What follows belongs to an exercise in optimizing a design on an open flow for small area and few clock cycles per item; a production flow would make more cautious choices. Function was checked by simulation only, so behaviour that the tests miss may differ from the original.

$ cat flow/config.mk
export PLATFORM = sky130hd
export DESIGN_NAME = mmu
export DESIGN_NICKNAME = mmu
export VERILOG_FILES = /design/flow/design.v
export SDC_FILE = /design/flow/constraint.sdc
export NUM_CORES = 4
export LEC_CHECK = 0
export CAP_MARGIN = 20
export CORE_MARGIN = 2
export CORE_UTILIZATION = 40
export SLEW_MARGIN = 20
$ cat flow/constraint.sdc
create_clock -name core_clock -period 8.0 [get_ports {clk}]
set_input_delay 1.6000 -clock core_clock [delete_from_list [all_inputs] [get_ports {clk}]]
set_output_delay 1.6000 -clock core_clock [all_outputs]
set_load 0.01 [all_outputs]
$ cat flow/design.v
`default_nettype none
parameter XLEN = 32;                     
parameter INST_WIDTH = 32;               
parameter REG_ADDR_WIDTH = 5;            
parameter NUM_REGS = 32;                 
parameter BASERAM_BASE = 32'h80000000;   
parameter EXTRAM_BASE  = 32'h80400000;   
parameter OUTPUT_ADDR  = 32'h80300000;   
parameter UART_BASE    = 32'h10000000;   
parameter SRAM_ADDR_WIDTH = 20;          
parameter SRAM_DATA_WIDTH = 32;          
parameter BTB_SIZE = 64;               
parameter BTB_INDEX_WIDTH = 6;          
typedef enum logic [6:0] {
    OP_LUI    = 7'b0110111,   
    OP_AUIPC  = 7'b0010111,   
    OP_JAL    = 7'b1101111,   
    OP_JALR   = 7'b1100111,   
    OP_BRANCH = 7'b1100011,   
    OP_LOAD   = 7'b0000011,   
    OP_STORE  = 7'b0100011,   
    OP_IMM    = 7'b0010011,   
    OP_REG    = 7'b0110011,   
    OP_FENCE  = 7'b0001111,   
    OP_SYSTEM = 7'b1110011    
} opcode_t;
typedef enum logic [3:0] {
    ALU_ADD  = 4'b0000,
    ALU_SUB  = 4'b0001,
    ALU_SLL  = 4'b0010,
    ALU_SLT  = 4'b0011,
    ALU_SLTU = 4'b0100,
    ALU_XOR  = 4'b0101,
    ALU_SRL  = 4'b0110,
    ALU_SRA  = 4'b0111,
    ALU_OR   = 4'b1000,
    ALU_AND  = 4'b1001,
    ALU_LUI  = 4'b1010,
    ALU_AUIPC= 4'b1011,
    ALU_NONE = 4'b1111
} alu_op_t;
typedef enum logic [2:0] {
    BR_NONE = 3'b000,
    BR_EQ   = 3'b001,   
    BR_NE   = 3'b010,   
    BR_LT   = 3'b011,   
    BR_GE   = 3'b100,   
    BR_LTU  = 3'b101,   
    BR_GEU  = 3'b110    
} branch_t;
typedef enum logic [1:0] {
    MEM_BYTE = 2'b00,
    MEM_HALF = 2'b01,
    MEM_WORD = 2'b10
} mem_width_t;
parameter CSR_MSTATUS   = 12'h300;   
parameter CSR_MIE       = 12'h304;   
parameter CSR_MTVEC     = 12'h305;   
parameter CSR_MSCRATCH  = 12'h340;   
parameter CSR_MEPC      = 12'h341;   
parameter CSR_MCAUSE    = 12'h342;   
parameter CSR_MTVAL     = 12'h343;   
parameter CSR_MIP       = 12'h344;   
parameter CSR_PMPCFG0   = 12'h3A0;   
parameter CSR_PMPADDR0  = 12'h3B0;   
parameter CSR_MHARTID   = 12'hF14;   
parameter CSR_MEDELEG   = 12'h302;   
parameter CSR_MIDELEG   = 12'h303;   
parameter CSR_SATP      = 12'h180;   
parameter CSR_SSTATUS   = 12'h100;   
parameter CSR_SIE       = 12'h104;   
parameter CSR_STVEC     = 12'h105;   
parameter CSR_SSCRATCH  = 12'h140;   
parameter CSR_SEPC      = 12'h141;   
parameter CSR_SCAUSE    = 12'h142;   
parameter CSR_STVAL     = 12'h143;   
parameter CSR_SIP       = 12'h144;   
parameter SSTATUS_SIE_BIT  = 1;    
parameter SSTATUS_SPIE_BIT = 5;    
parameter SSTATUS_SPP_BIT  = 8;    
parameter SSTATUS_SUM_BIT  = 18;   
parameter CSR_TIME      = 12'hC01;   
parameter CSR_TIMEH     = 12'hC81;   
typedef enum logic [2:0] {
    CSR_OP_NONE  = 3'b000,   
    CSR_OP_RW    = 3'b001,   
    CSR_OP_RS    = 3'b010,   
    CSR_OP_RC    = 3'b011,   
    CSR_OP_RWI   = 3'b101,   
    CSR_OP_RSI   = 3'b110,   
    CSR_OP_RCI   = 3'b111    
} csr_op_t;
parameter EX_INST_MISALIGN    = 32'd0;    
parameter EX_INST_FAULT       = 32'd1;    
parameter EX_ILLEGAL_INST     = 32'd2;    
parameter EX_BREAKPOINT       = 32'd3;    
parameter EX_LOAD_MISALIGN    = 32'd4;    
parameter EX_LOAD_FAULT       = 32'd5;    
parameter EX_STORE_MISALIGN   = 32'd6;    
parameter EX_STORE_FAULT      = 32'd7;    
parameter EX_ECALL_U          = 32'd8;    
parameter EX_ECALL_S          = 32'd9;    
parameter EX_ECALL_M          = 32'd11;   
parameter EX_INST_PAGE_FAULT  = 32'd12;   
parameter EX_LOAD_PAGE_FAULT  = 32'd13;   
parameter EX_STORE_PAGE_FAULT = 32'd15;   
parameter INT_M_SOFT          = 32'h80000003;   
parameter INT_M_TIMER         = 32'h80000007;   
parameter INT_M_EXT           = 32'h8000000B;   
parameter MSTATUS_MIE_BIT     = 3;    
parameter MSTATUS_MPIE_BIT    = 7;    
parameter MSTATUS_MPP_LO      = 11;   
parameter MSTATUS_MPP_HI      = 12;   
parameter MSTATUS_SUM_BIT     = 18;   
parameter MIE_SSIE_BIT        = 1;    
parameter MIE_STIE_BIT        = 5;    
parameter MIE_SEIE_BIT        = 9;    
parameter MIE_MTIE_BIT        = 7;    
parameter MIP_SSIP_BIT        = 1;    
parameter MIP_STIP_BIT        = 5;    
parameter MIP_SEIP_BIT        = 9;    
parameter MIP_MTIP_BIT        = 7;    
parameter INT_S_SOFT          = 32'h80000001;   
parameter INT_S_TIMER         = 32'h80000005;   
parameter INT_S_EXT           = 32'h80000009;   
parameter PRIV_U = 2'b00;   
parameter PRIV_S = 2'b01;   
parameter PRIV_M = 2'b11;   
module tlb #(
    parameter ENTRIES = 8,  
    parameter INDEX_WIDTH = 3  
) (
    input  wire logic        clk,
    input  wire logic        rst,
    input  wire logic [31:0] vaddr_i,           
    input  wire logic        lookup_req_i,       
    output logic             hit_o,              
    output logic [31:0]      paddr_o,            
    output logic [6:0]       perm_o,             
    output logic             is_superpage_o,     
    input  wire logic        fill_req_i,         
    input  wire logic [19:0] fill_vpn_i,         
    input  wire logic [21:0] fill_ppn_i,         
    input  wire logic [6:0]  fill_perm_i,        
    input  wire logic        fill_superpage_i,   
    input  wire logic        flush_all_i,        
    input  wire logic        flush_vpn_i,        
    input  wire logic [19:0] flush_vpn_addr_i    
);
    logic       valid [0:ENTRIES-1];
    logic       superpage [0:ENTRIES-1];
    logic [9:0] vpn1 [0:ENTRIES-1];
    logic [9:0] vpn0 [0:ENTRIES-1];
    logic [21:0] ppn [0:ENTRIES-1];
    logic [6:0] perm [0:ENTRIES-1];
    logic [INDEX_WIDTH-1:0] next_fill_idx;
    wire [9:0] lookup_vpn1 = vaddr_i[31:22];
    wire [9:0] lookup_vpn0 = vaddr_i[21:12];
    wire [11:0] page_offset = vaddr_i[11:0];
    logic [ENTRIES-1:0] entry_match;
    logic [INDEX_WIDTH-1:0] hit_idx;
    always_comb begin
        entry_match = '0;
        for (int i = 0; i < ENTRIES; i = i + 1) begin
            if (valid[i]) begin
                if (superpage[i]) begin
                    entry_match[i] = (vpn1[i] == lookup_vpn1);
                end else begin
                    entry_match[i] = (vpn1[i] == lookup_vpn1) && (vpn0[i] == lookup_vpn0);
                end
            end
        end
    end
    always_comb begin
        hit_o = |entry_match;
        hit_idx = '0;
        for (int i = ENTRIES-1; i >= 0; i = i - 1) begin
            if (entry_match[i]) begin
                hit_idx = i[INDEX_WIDTH-1:0];
            end
        end
    end
    always_comb begin
        paddr_o = 32'h0;
        perm_o = 7'h0;
        is_superpage_o = 1'b0;
        if (hit_o) begin
            perm_o = perm[hit_idx];
            is_superpage_o = superpage[hit_idx];
            if (superpage[hit_idx]) begin
                paddr_o = {ppn[hit_idx][21:10], lookup_vpn0, page_offset};
            end else begin
                paddr_o = {ppn[hit_idx], page_offset};
            end
        end
    end
    integer j;
    always_ff @(posedge clk or posedge rst) begin
        if (rst) begin
            for (j = 0; j < ENTRIES; j = j + 1) begin
                valid[j] <= 1'b0;
            end
            next_fill_idx <= '0;
        end else if (flush_all_i) begin
            for (j = 0; j < ENTRIES; j = j + 1) begin
                valid[j] <= 1'b0;
            end
        end else if (flush_vpn_i) begin
            for (j = 0; j < ENTRIES; j = j + 1) begin
                if (valid[j]) begin
                    if (superpage[j]) begin
                        if (vpn1[j] == flush_vpn_addr_i[19:10]) begin
                            valid[j] <= 1'b0;
                        end
                    end else begin
                        if ({vpn1[j], vpn0[j]} == flush_vpn_addr_i) begin
                            valid[j] <= 1'b0;  
                        end
                    end
                end
            end
        end else if (fill_req_i) begin
            valid[next_fill_idx]     <= 1'b1;
            superpage[next_fill_idx] <= fill_superpage_i;
            vpn1[next_fill_idx]      <= fill_vpn_i[19:10];
            vpn0[next_fill_idx]      <= fill_vpn_i[9:0];
            ppn[next_fill_idx]       <= fill_ppn_i;
            perm[next_fill_idx]      <= fill_perm_i;
            next_fill_idx <= next_fill_idx + 1'b1;
        end
    end
endmodule
module mmu (
    input  wire logic        clk,
    input  wire logic        rst,
    input  wire logic [31:0] satp,               
    input  wire logic        paging_enabled,     
    input  wire logic [1:0]  priv_mode,          
    input  wire logic        mstatus_sum,        
    input  wire logic [31:0] vaddr,              
    input  wire logic        translate_req,      
    input  wire logic        is_write,           
    input  wire logic        is_execute,         
    output logic [31:0]      paddr,              
    output logic             translate_done,     
    output logic             page_fault,         
    output logic [3:0]       fault_type,         
    output logic [31:0]      ptw_addr,           
    output logic             ptw_req,            
    input  wire logic [31:0] ptw_data,           
    input  wire logic        ptw_ack,            
    input  wire logic        flush_all,          
    input  wire logic        flush_vpn,          
    input  wire logic [19:0] flush_vpn_addr      
);
    localparam PTE_V = 0;   
    localparam PTE_R = 1;   
    localparam PTE_W = 2;   
    localparam PTE_X = 3;   
    localparam PTE_U = 4;   
    localparam PTE_G = 5;   
    localparam PTE_A = 6;   
    localparam PTE_D = 7;   
    localparam FAULT_INST_PAGE  = 4'd12;
    localparam FAULT_LOAD_PAGE  = 4'd13;
    localparam FAULT_STORE_PAGE = 4'd15;
    typedef enum logic [1:0] {
        IDLE,
        LEVEL1_WAIT,     
        LEVEL2_WAIT,     
        FAULT            
    } state_t;
    state_t state, next_state;
    logic [31:0] saved_vaddr;        
    logic        saved_is_write;
    logic        saved_is_execute;
    logic [1:0]  saved_priv_mode;    
    logic        saved_mstatus_sum;  
    logic [31:0] pte_reg;            
    wire [21:0] ppn = pte_reg[31:10];   
    wire [9:0] vpn1 = saved_vaddr[31:22];   
    wire [9:0] vpn0 = saved_vaddr[21:12];   
    wire [11:0] page_offset = saved_vaddr[11:0];
    wire [21:0] satp_ppn = satp[21:0];
    wire is_clint = (vaddr[31:20] == 12'h020);
    wire is_uart  = (vaddr[31:16] == 16'h1000);
    wire is_sram_addr = !(is_clint || is_uart);
    always_ff @(posedge clk or posedge rst) begin
        if (rst) begin
            state <= IDLE;
            saved_vaddr <= 32'h0;
            saved_is_write <= 1'b0;
            saved_is_execute <= 1'b0;
            saved_priv_mode <= 2'b11;   
            saved_mstatus_sum <= 1'b0;
            pte_reg <= 32'h0;
        end else begin
            state <= next_state;
            case (state)
                IDLE: begin
                    if (translate_req && paging_enabled) begin
                        if (!tlb_hit || !tlb_perm_ok) begin
                            saved_vaddr <= vaddr;
                            saved_is_write <= is_write;
                            saved_is_execute <= is_execute;
                            saved_priv_mode <= priv_mode;
                            saved_mstatus_sum <= mstatus_sum;
                        end
                    end
                end
                LEVEL1_WAIT: begin
                    if (ptw_ack) begin
                        pte_reg <= ptw_data;
                    end
                end
                LEVEL2_WAIT: begin
                    if (ptw_ack) begin
                        pte_reg <= ptw_data;
                    end
                end
                default: ;
            endcase
        end
    end
    function automatic logic check_pte_perm(
        input logic [31:0] pte,
        input logic [1:0]  priv,
        input logic        is_wr,
        input logic        is_exec,
        input logic        sum_bit
    );
        logic ok;
        ok = 1'b1;
        if (pte[PTE_W] && !pte[PTE_R])
            ok = 1'b0;
        if (priv == PRIV_U && !pte[PTE_U])
            ok = 1'b0;
        if (!is_wr && !is_exec && !pte[PTE_R])
            ok = 1'b0;
        if (is_wr && !pte[PTE_W])
            ok = 1'b0;
        if (is_exec && !pte[PTE_X])
            ok = 1'b0;
        check_pte_perm = ok;
    endfunction
    logic        tlb_hit;
    logic [31:0] tlb_paddr;
    logic [6:0]  tlb_perm;
    logic        tlb_superpage;
    logic        tlb_fill_req;
    logic [21:0] tlb_fill_ppn;        
    logic [6:0]  tlb_fill_perm;       
    logic        tlb_fill_superpage;  
    logic        tlb_perm_ok;
    tlb u_tlb (
        .clk(clk),
        .rst(rst),
        .vaddr_i(vaddr),
        .lookup_req_i(translate_req && paging_enabled),
        .hit_o(tlb_hit),
        .paddr_o(tlb_paddr),
        .perm_o(tlb_perm),
        .is_superpage_o(tlb_superpage),
        .fill_req_i(tlb_fill_req),
        .fill_vpn_i(saved_vaddr[31:12]),
        .fill_ppn_i(tlb_fill_ppn),
        .fill_perm_i(tlb_fill_perm),
        .fill_superpage_i(tlb_fill_superpage),
        .flush_all_i(flush_all),
        .flush_vpn_i(flush_vpn),
        .flush_vpn_addr_i(flush_vpn_addr)
    );
    always_comb begin
        tlb_perm_ok = 1'b1;
        if (tlb_hit) begin
            if (tlb_perm[1] && !tlb_perm[0])  
                tlb_perm_ok = 1'b0;
            if (priv_mode == PRIV_U && !tlb_perm[3])  
                tlb_perm_ok = 1'b0;
            if (!is_write && !is_execute && !tlb_perm[0])  
                tlb_perm_ok = 1'b0;
            if (is_write && !tlb_perm[1])  
                tlb_perm_ok = 1'b0;
            if (is_execute && !tlb_perm[2])  
                tlb_perm_ok = 1'b0;
        end
    end
    always_comb begin
        next_state = state;
        ptw_addr = 32'h0;
        ptw_req = 1'b0;
        paddr = 32'h0;
        translate_done = 1'b0;
        page_fault = 1'b0;
        fault_type = 4'h0;
        tlb_fill_req = 1'b0;
        tlb_fill_ppn = 22'h0;
        tlb_fill_perm = 7'h0;
        tlb_fill_superpage = 1'b0;
        case (state)
            IDLE: begin
                if (translate_req) begin
                    if (!paging_enabled || !is_sram_addr) begin
                        paddr = vaddr;
                        translate_done = 1'b1;
                    end else begin
                        if (tlb_hit && tlb_perm_ok) begin
                            paddr = tlb_paddr;
                            translate_done = 1'b1;
                        end else if (tlb_hit && !tlb_perm_ok) begin
                            page_fault = 1'b1;
                            translate_done = 1'b1;
                            if (is_execute) fault_type = FAULT_INST_PAGE;
                            else if (is_write) fault_type = FAULT_STORE_PAGE;
                            else fault_type = FAULT_LOAD_PAGE;
                        end else begin
                            ptw_addr = {satp_ppn, 12'b0} + {20'b0, vaddr[31:22], 2'b0};
                            ptw_req = 1'b1;
                            next_state = LEVEL1_WAIT;
                        end
                    end
                end
            end
            LEVEL1_WAIT: begin
                if (ptw_ack) begin
                    if (!ptw_data[PTE_V]) begin
                        next_state = FAULT;
                    end else if (ptw_data[PTE_R] | ptw_data[PTE_X]) begin
                        if (ptw_data[19:10] != 10'b0) begin
                            next_state = FAULT;
                        end else if (!check_pte_perm(ptw_data, saved_priv_mode, saved_is_write, saved_is_execute, saved_mstatus_sum)) begin
                            next_state = FAULT;
                        end else begin
                            paddr = {ptw_data[31:20], vpn0, page_offset};
                            translate_done = 1'b1;
                            tlb_fill_req = 1'b1;
                            tlb_fill_ppn = ptw_data[31:10];
                            tlb_fill_perm = {ptw_data[PTE_D], ptw_data[PTE_A], ptw_data[PTE_G],
                                             ptw_data[PTE_U], ptw_data[PTE_X], ptw_data[PTE_W], ptw_data[PTE_R]};
                            tlb_fill_superpage = 1'b1;
                            next_state = IDLE;
                        end
                    end else begin
                        ptw_addr = {ptw_data[31:10], 12'b0} + {20'b0, vpn0, 2'b0};
                        ptw_req = 1'b1;
                        next_state = LEVEL2_WAIT;
                    end
                end else begin
                    ptw_addr = {satp_ppn, 12'b0} + {20'b0, vpn1, 2'b0};
                    ptw_req = 1'b1;
                end
            end
            LEVEL2_WAIT: begin
                if (ptw_ack) begin
                    if (!ptw_data[PTE_V]) begin
                        next_state = FAULT;
                    end else if (!(ptw_data[PTE_R] | ptw_data[PTE_X])) begin
                        next_state = FAULT;
                    end else if (!check_pte_perm(ptw_data, saved_priv_mode, saved_is_write, saved_is_execute, saved_mstatus_sum)) begin
                        next_state = FAULT;
                    end else begin
                        paddr = {ptw_data[31:10], page_offset};
                        translate_done = 1'b1;
                        tlb_fill_req = 1'b1;
                        tlb_fill_ppn = ptw_data[31:10];
                        tlb_fill_perm = {ptw_data[PTE_D], ptw_data[PTE_A], ptw_data[PTE_G],
                                         ptw_data[PTE_U], ptw_data[PTE_X], ptw_data[PTE_W], ptw_data[PTE_R]};
                        tlb_fill_superpage = 1'b0;
                        next_state = IDLE;
                    end
                end else begin
                    ptw_addr = {ppn, 12'b0} + {20'b0, vpn0, 2'b0};
                    ptw_req = 1'b1;
                end
            end
            FAULT: begin
                page_fault = 1'b1;
                translate_done = 1'b1;
                if (saved_is_execute) begin
                    fault_type = FAULT_INST_PAGE;
                end else if (saved_is_write) begin
                    fault_type = FAULT_STORE_PAGE;
                end else begin
                    fault_type = FAULT_LOAD_PAGE;
                end
                next_state = IDLE;
            end
            default: next_state = IDLE;
        endcase
    end
endmodule
$ cat flow/run.sh
#!/bin/bash
# synth_recipe.tcl (not shown) runs the flow's synth.tcl, then flattens the netlist and writes it again
# the make line also repeats each setting of config.mk as NAME=value (left out here)
make -C /OpenROAD-flow-scripts/flow DESIGN_CONFIG=/design/flow/config.mk WORK_HOME=/design/flow/orfs CLKGATE_MAP_FILE= SYNTH_SCRIPT=/design/flow/synth_recipe.tcl finish
==> impl_metrics.toml <==
[finish]
insertedDiodeCount = 0
largest_register_ffs = 160
biggestRegsByFlops = "u_tlb.ppn x160, u_tlb.vpn0 x80, u_tlb.vpn1 x80"
layout_common_cells = "edfxtp_1 (360), xnor2_1 (190), clkdlybuf4s50_1 (170)"
synthesis_to_finish_area_growth_pct = 22.5
layout.cells.most_common = "edfxtp_1"
finalNetCount = 1925
final_layout_size_suffix_gt1_frac = 0.152
fin_area_um2 = 25700
largest_register = "u_tlb.ppn"

[power]
design_power_total_w = 0.00637
p_per_area_nw_per_um2 = 248
ir_worst_vdd_uv = 156
power_leakage_nw = 8.73

[placed_design]
port_buffers = 176
detailed_place_hpwl_um = 46500
place.detailed.instances = 2416
post_placement_cell_area_um2 = 23900
place_congestion = 0.901

[critical_path]
critPathRequiredTime_ps = 6400
startpoint_type = "input pin"
critical_path_class = "input pin to primary output"
crit_path_end_kind = "primary output"
critical_path_arrival_ps = 6240
crit_fanout = 11

[floorplan]
pin_count = 199
die_area_um2 = 54200
starting_density_of_the_core = 0.407
floorplan.core_area_um2 = 51500
die_x_um = 233
vertical_die_dimension_um = 233
placement_rows = 83

[clocking]
clock_latency_reported_for_the_late_side_of_the_worst_skew_pair_ps = 620
cell_chosen_for_the_clock_root = "clkbuf_16"
clock_sink_count = 429
numCtsBuffers = 47
htreeDepth = 2
cts_max_path_buffers = 3
postCtsHoldBufs = 0
cts_tree = "done"
clk_pin_slew_ps = 60
cts.repair_timing.setup_buffer_count = 0

[route]
avgViaCountPerCell = 5.81
vias = 14553
drt_first_pass_iters = 5
initialDrtViolationCount = 1465
postRouteAntennaNets = 0
detail_route.wirelength_um = 67200
remaining_drc_errors = 0
routed_wire_length_per_instance_um = 26.8

[global_route]
overflow = 0
busiest_layer = "met2"
grt.met1_usage = 0.324
grt_pass1_vias = 14644
antenna_violations_before_repair = 1
gr-usage-met2 = 0.412
grt_pass1_wl_um = 97400
grt_util_all_layers = 0.248
grt.met3_usage = 0.0418
pin_count_of_the_biggest_net_entering_global_routing = 45

[synth]
synth_flop_cell = "edfxtp_1"
post_synth_edffs = 360
async_flop_share = 0.161
synth.ff_latch_count = 429
synth_warnings = 8
post_synth_num_cell_types = 79
synth.cell_area_um2 = 20900
post_synth.cell_area_avg_um2 = 13.4
syn-instance-count = 1564
yosysSeqAreaShare = 0.599

[sta]
final-max-slew-violation-count = 0
relSlewSlack = 0.313
final_worst_clock_skew_ps = 34.5
final.period_utilization = 0.980
finalHoldWorstSlack_ps = 510
timing.final.setup_violations = 0
rsz_0062_raised_after_global_routing = "no"
report.final.hold_viol_count = 0
tightest_slew_ps = 1020
max_freq_mhz = 128

[job]
cap_viol_max_count = 0

[worst_hold_path]
min_path_type = "flip-flop to flip-flop"

[outcome]
run_status = "no timing/DRC/antenna violations"
Testbench counts, summed over its fixed seeds: cycles 33,818, items 16,000.
==> synth_stat cells, drive strengths merged, types with 24 or more instances <==
library cell  instances  area share
nor3                 24      0.0060
buf                  35       0.013
nand3                35      0.0090
xor2                131       0.055
nor2                 36      0.0065
nand2                54      0.0099
clkbuf               62       0.011
xnor2               190       0.079
nor4                 47       0.014
and2                 30      0.0090
edfxtp              360        0.52
nand4                43       0.013
mux2                 66       0.041
o21ai                75       0.018
a22oi                69       0.025
a21oi                29      0.0069
dfrtp                67       0.080
==> logic make-up (layout without fill, tap and decap cells) <==
family	Yosys count	in the layout	synth area share
flops	429	429	0.599
fa+ha+maj	12	12	0.00717
buf+inv	112	371	0.0265
mux	80	80	0.0472
other cells	1	2	0.000179
compound gates	293	293	0.103
xor+xnor	321	321	0.134
simple gates	316	316	0.0833
==> what timing repair did <==
| item | CTS | global route |
|---|---|---|
| setup endpoints to repair | 21 | 34 |
| gates resized for setup | 4 | 15 |
| pin swaps | 0 | 2 |
==> critical path: stages <==
cell and delay [ps]:
clkdlybuf4s50_1 610, buf_4 290, xor2_1 170, nor4_1 410, a41oi_2 260, nor2_1 320
nand2_1 170, o21a_2 210, buf_4 210, nand3_1 200, nor2_1 80, o2bb2ai_2 200
nand3_4 150, o31ai_4 340, buf_12 170, a221o_1 230, clkdlybuf4s50_1 590
==> stage by stage <==
step           setup WS, ps  utilization
6_report                161        0.498
3_5_place_dp           -138        0.464
3_3_place_gp          -47.7        0.464
2_1_floorplan          1750            -
4_1_cts                43.5        0.497
5_1_grt               0.720        0.498
==> per-layer routing <==
layer | part of all wire | vias to the layer above
li1 | - | 6390
met1 | 0.41 | 7371
met2 | 0.48 | 641
met3 | 0.074 | 151
met4 | 0.036 | 0
met5 | 0 | -
==> path summary, 6_finish.rpt <==
check                      cells past startpoint              to        startpoint  slack [ps]
setup / recovery                              17       paddr[17]         vaddr[16]         160
hold reg to reg                                1     pte_reg[11]       pte_reg[11]         510
hold / removal                                 1     pte_reg[11]       pte_reg[11]         510
max in group asynchronous                      3     pte_reg[26]               rst        5330
setup reg to reg                              14  saved_vaddr[9]  u_tlb.vpn1[3][9]        3610
min in group asynchronous                      2  u_tlb.valid[6]               rst        1510
==> report_power, final <==
group | total (W) | internal [W] | switching (W)
combinational | 0.00102 | 0.000534 | 0.000490
clock | 0.00233 | 0.00140 | 0.000931
sequential | 0.00302 | 0.00269 | 0.000331
total | 0.00637 | 0.00462 | 0.00175
==> area by class of cell <==
| cell class | count | area (um2) |
|---|---|---|
| sequential | 429 | 12500 |
| inverter | 15 | 56.3 |
| clock buffer | 71 | 1380 |
| tap | 680 | 851 |
| fill | 4500 | 25800 |
| multi-input combinational | 1024 | 7940 |
| clock inverter | 17 | 310 |
| timing repair buffer | 268 | 2590 |
Signal wires on met1:
Scale: 2 px per um. Cells faint in the background.
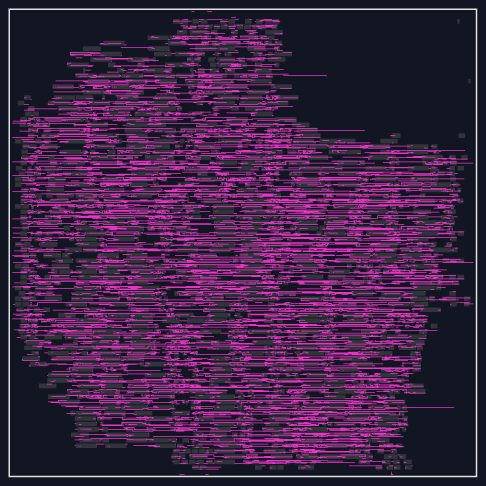
wire length on this layer: 27.4 mm
longest straight run: 78.7 um
main direction: horizontal
nets with wire on the layer: 1765
share of all routed wire: 41%

Path with the least slack:
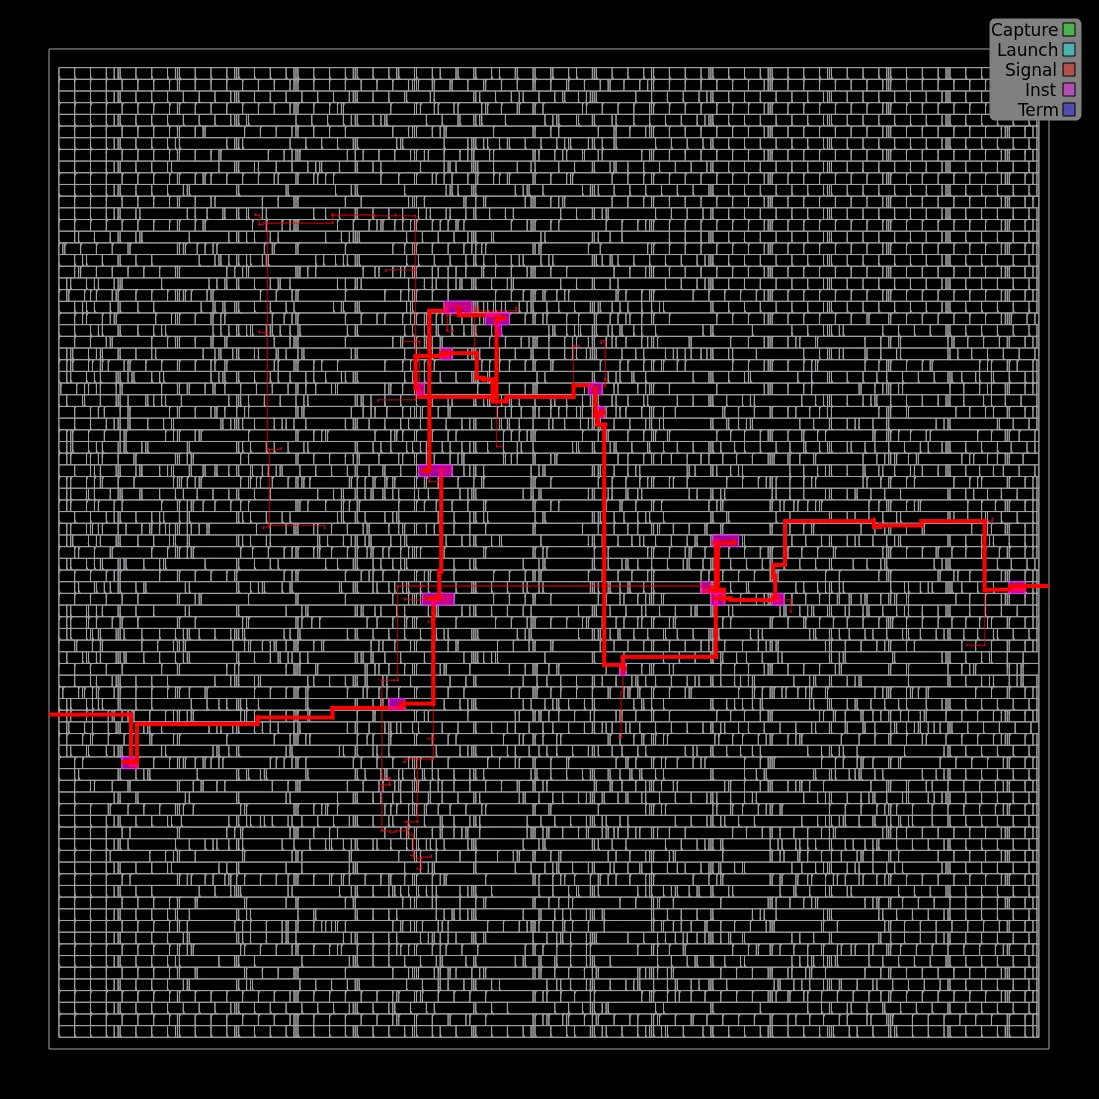
shortest clock period the worst path allows after layout: 7840 ps
count of placed standard cells in the final layout, fillers left out: 2504
setup TNS: 0 ps

Routed clock nets over the placement:
Scale: 2 px per um.
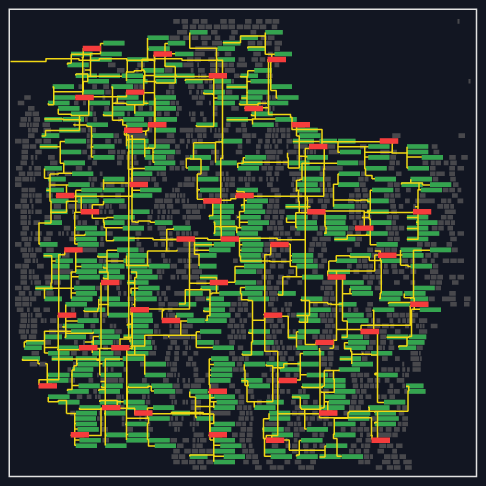
legend:
  flip-flops:
    colour: green
    count: 429
  clock wires:
    colour: yellow
    length: 5380 um
  cells driving clock nets:
    colour: red
    count: 47
flops lie: widely spread

-- port drivers added, routing unchanged --
The results above use ideal ports. As a check the final layout listed here was re-extracted and re-timed, cells and wires unchanged. Step 1 assumes that a clkbuf_16 drives the clock port and a buf_2 every other input. Step 2, shift: input delay + t, output delay - t, t = (earliest + latest rising clock arrival at the registers) / 2. This alone moves slack from input paths to output paths. Three values: ideal, step 1, step 2; two values: the first two.
t, ns: 0.653
setup slack, ns: 0.161 / 0.128 / 0.128
slew at the worst register clock pin (ns): 0.06 / 0.06
pins driven straight from the clock port: 1
After both steps this run still meets setup and hold. The setup slack of this run moves by -0.033 ns with the drivers and by -0.033 ns with both steps.
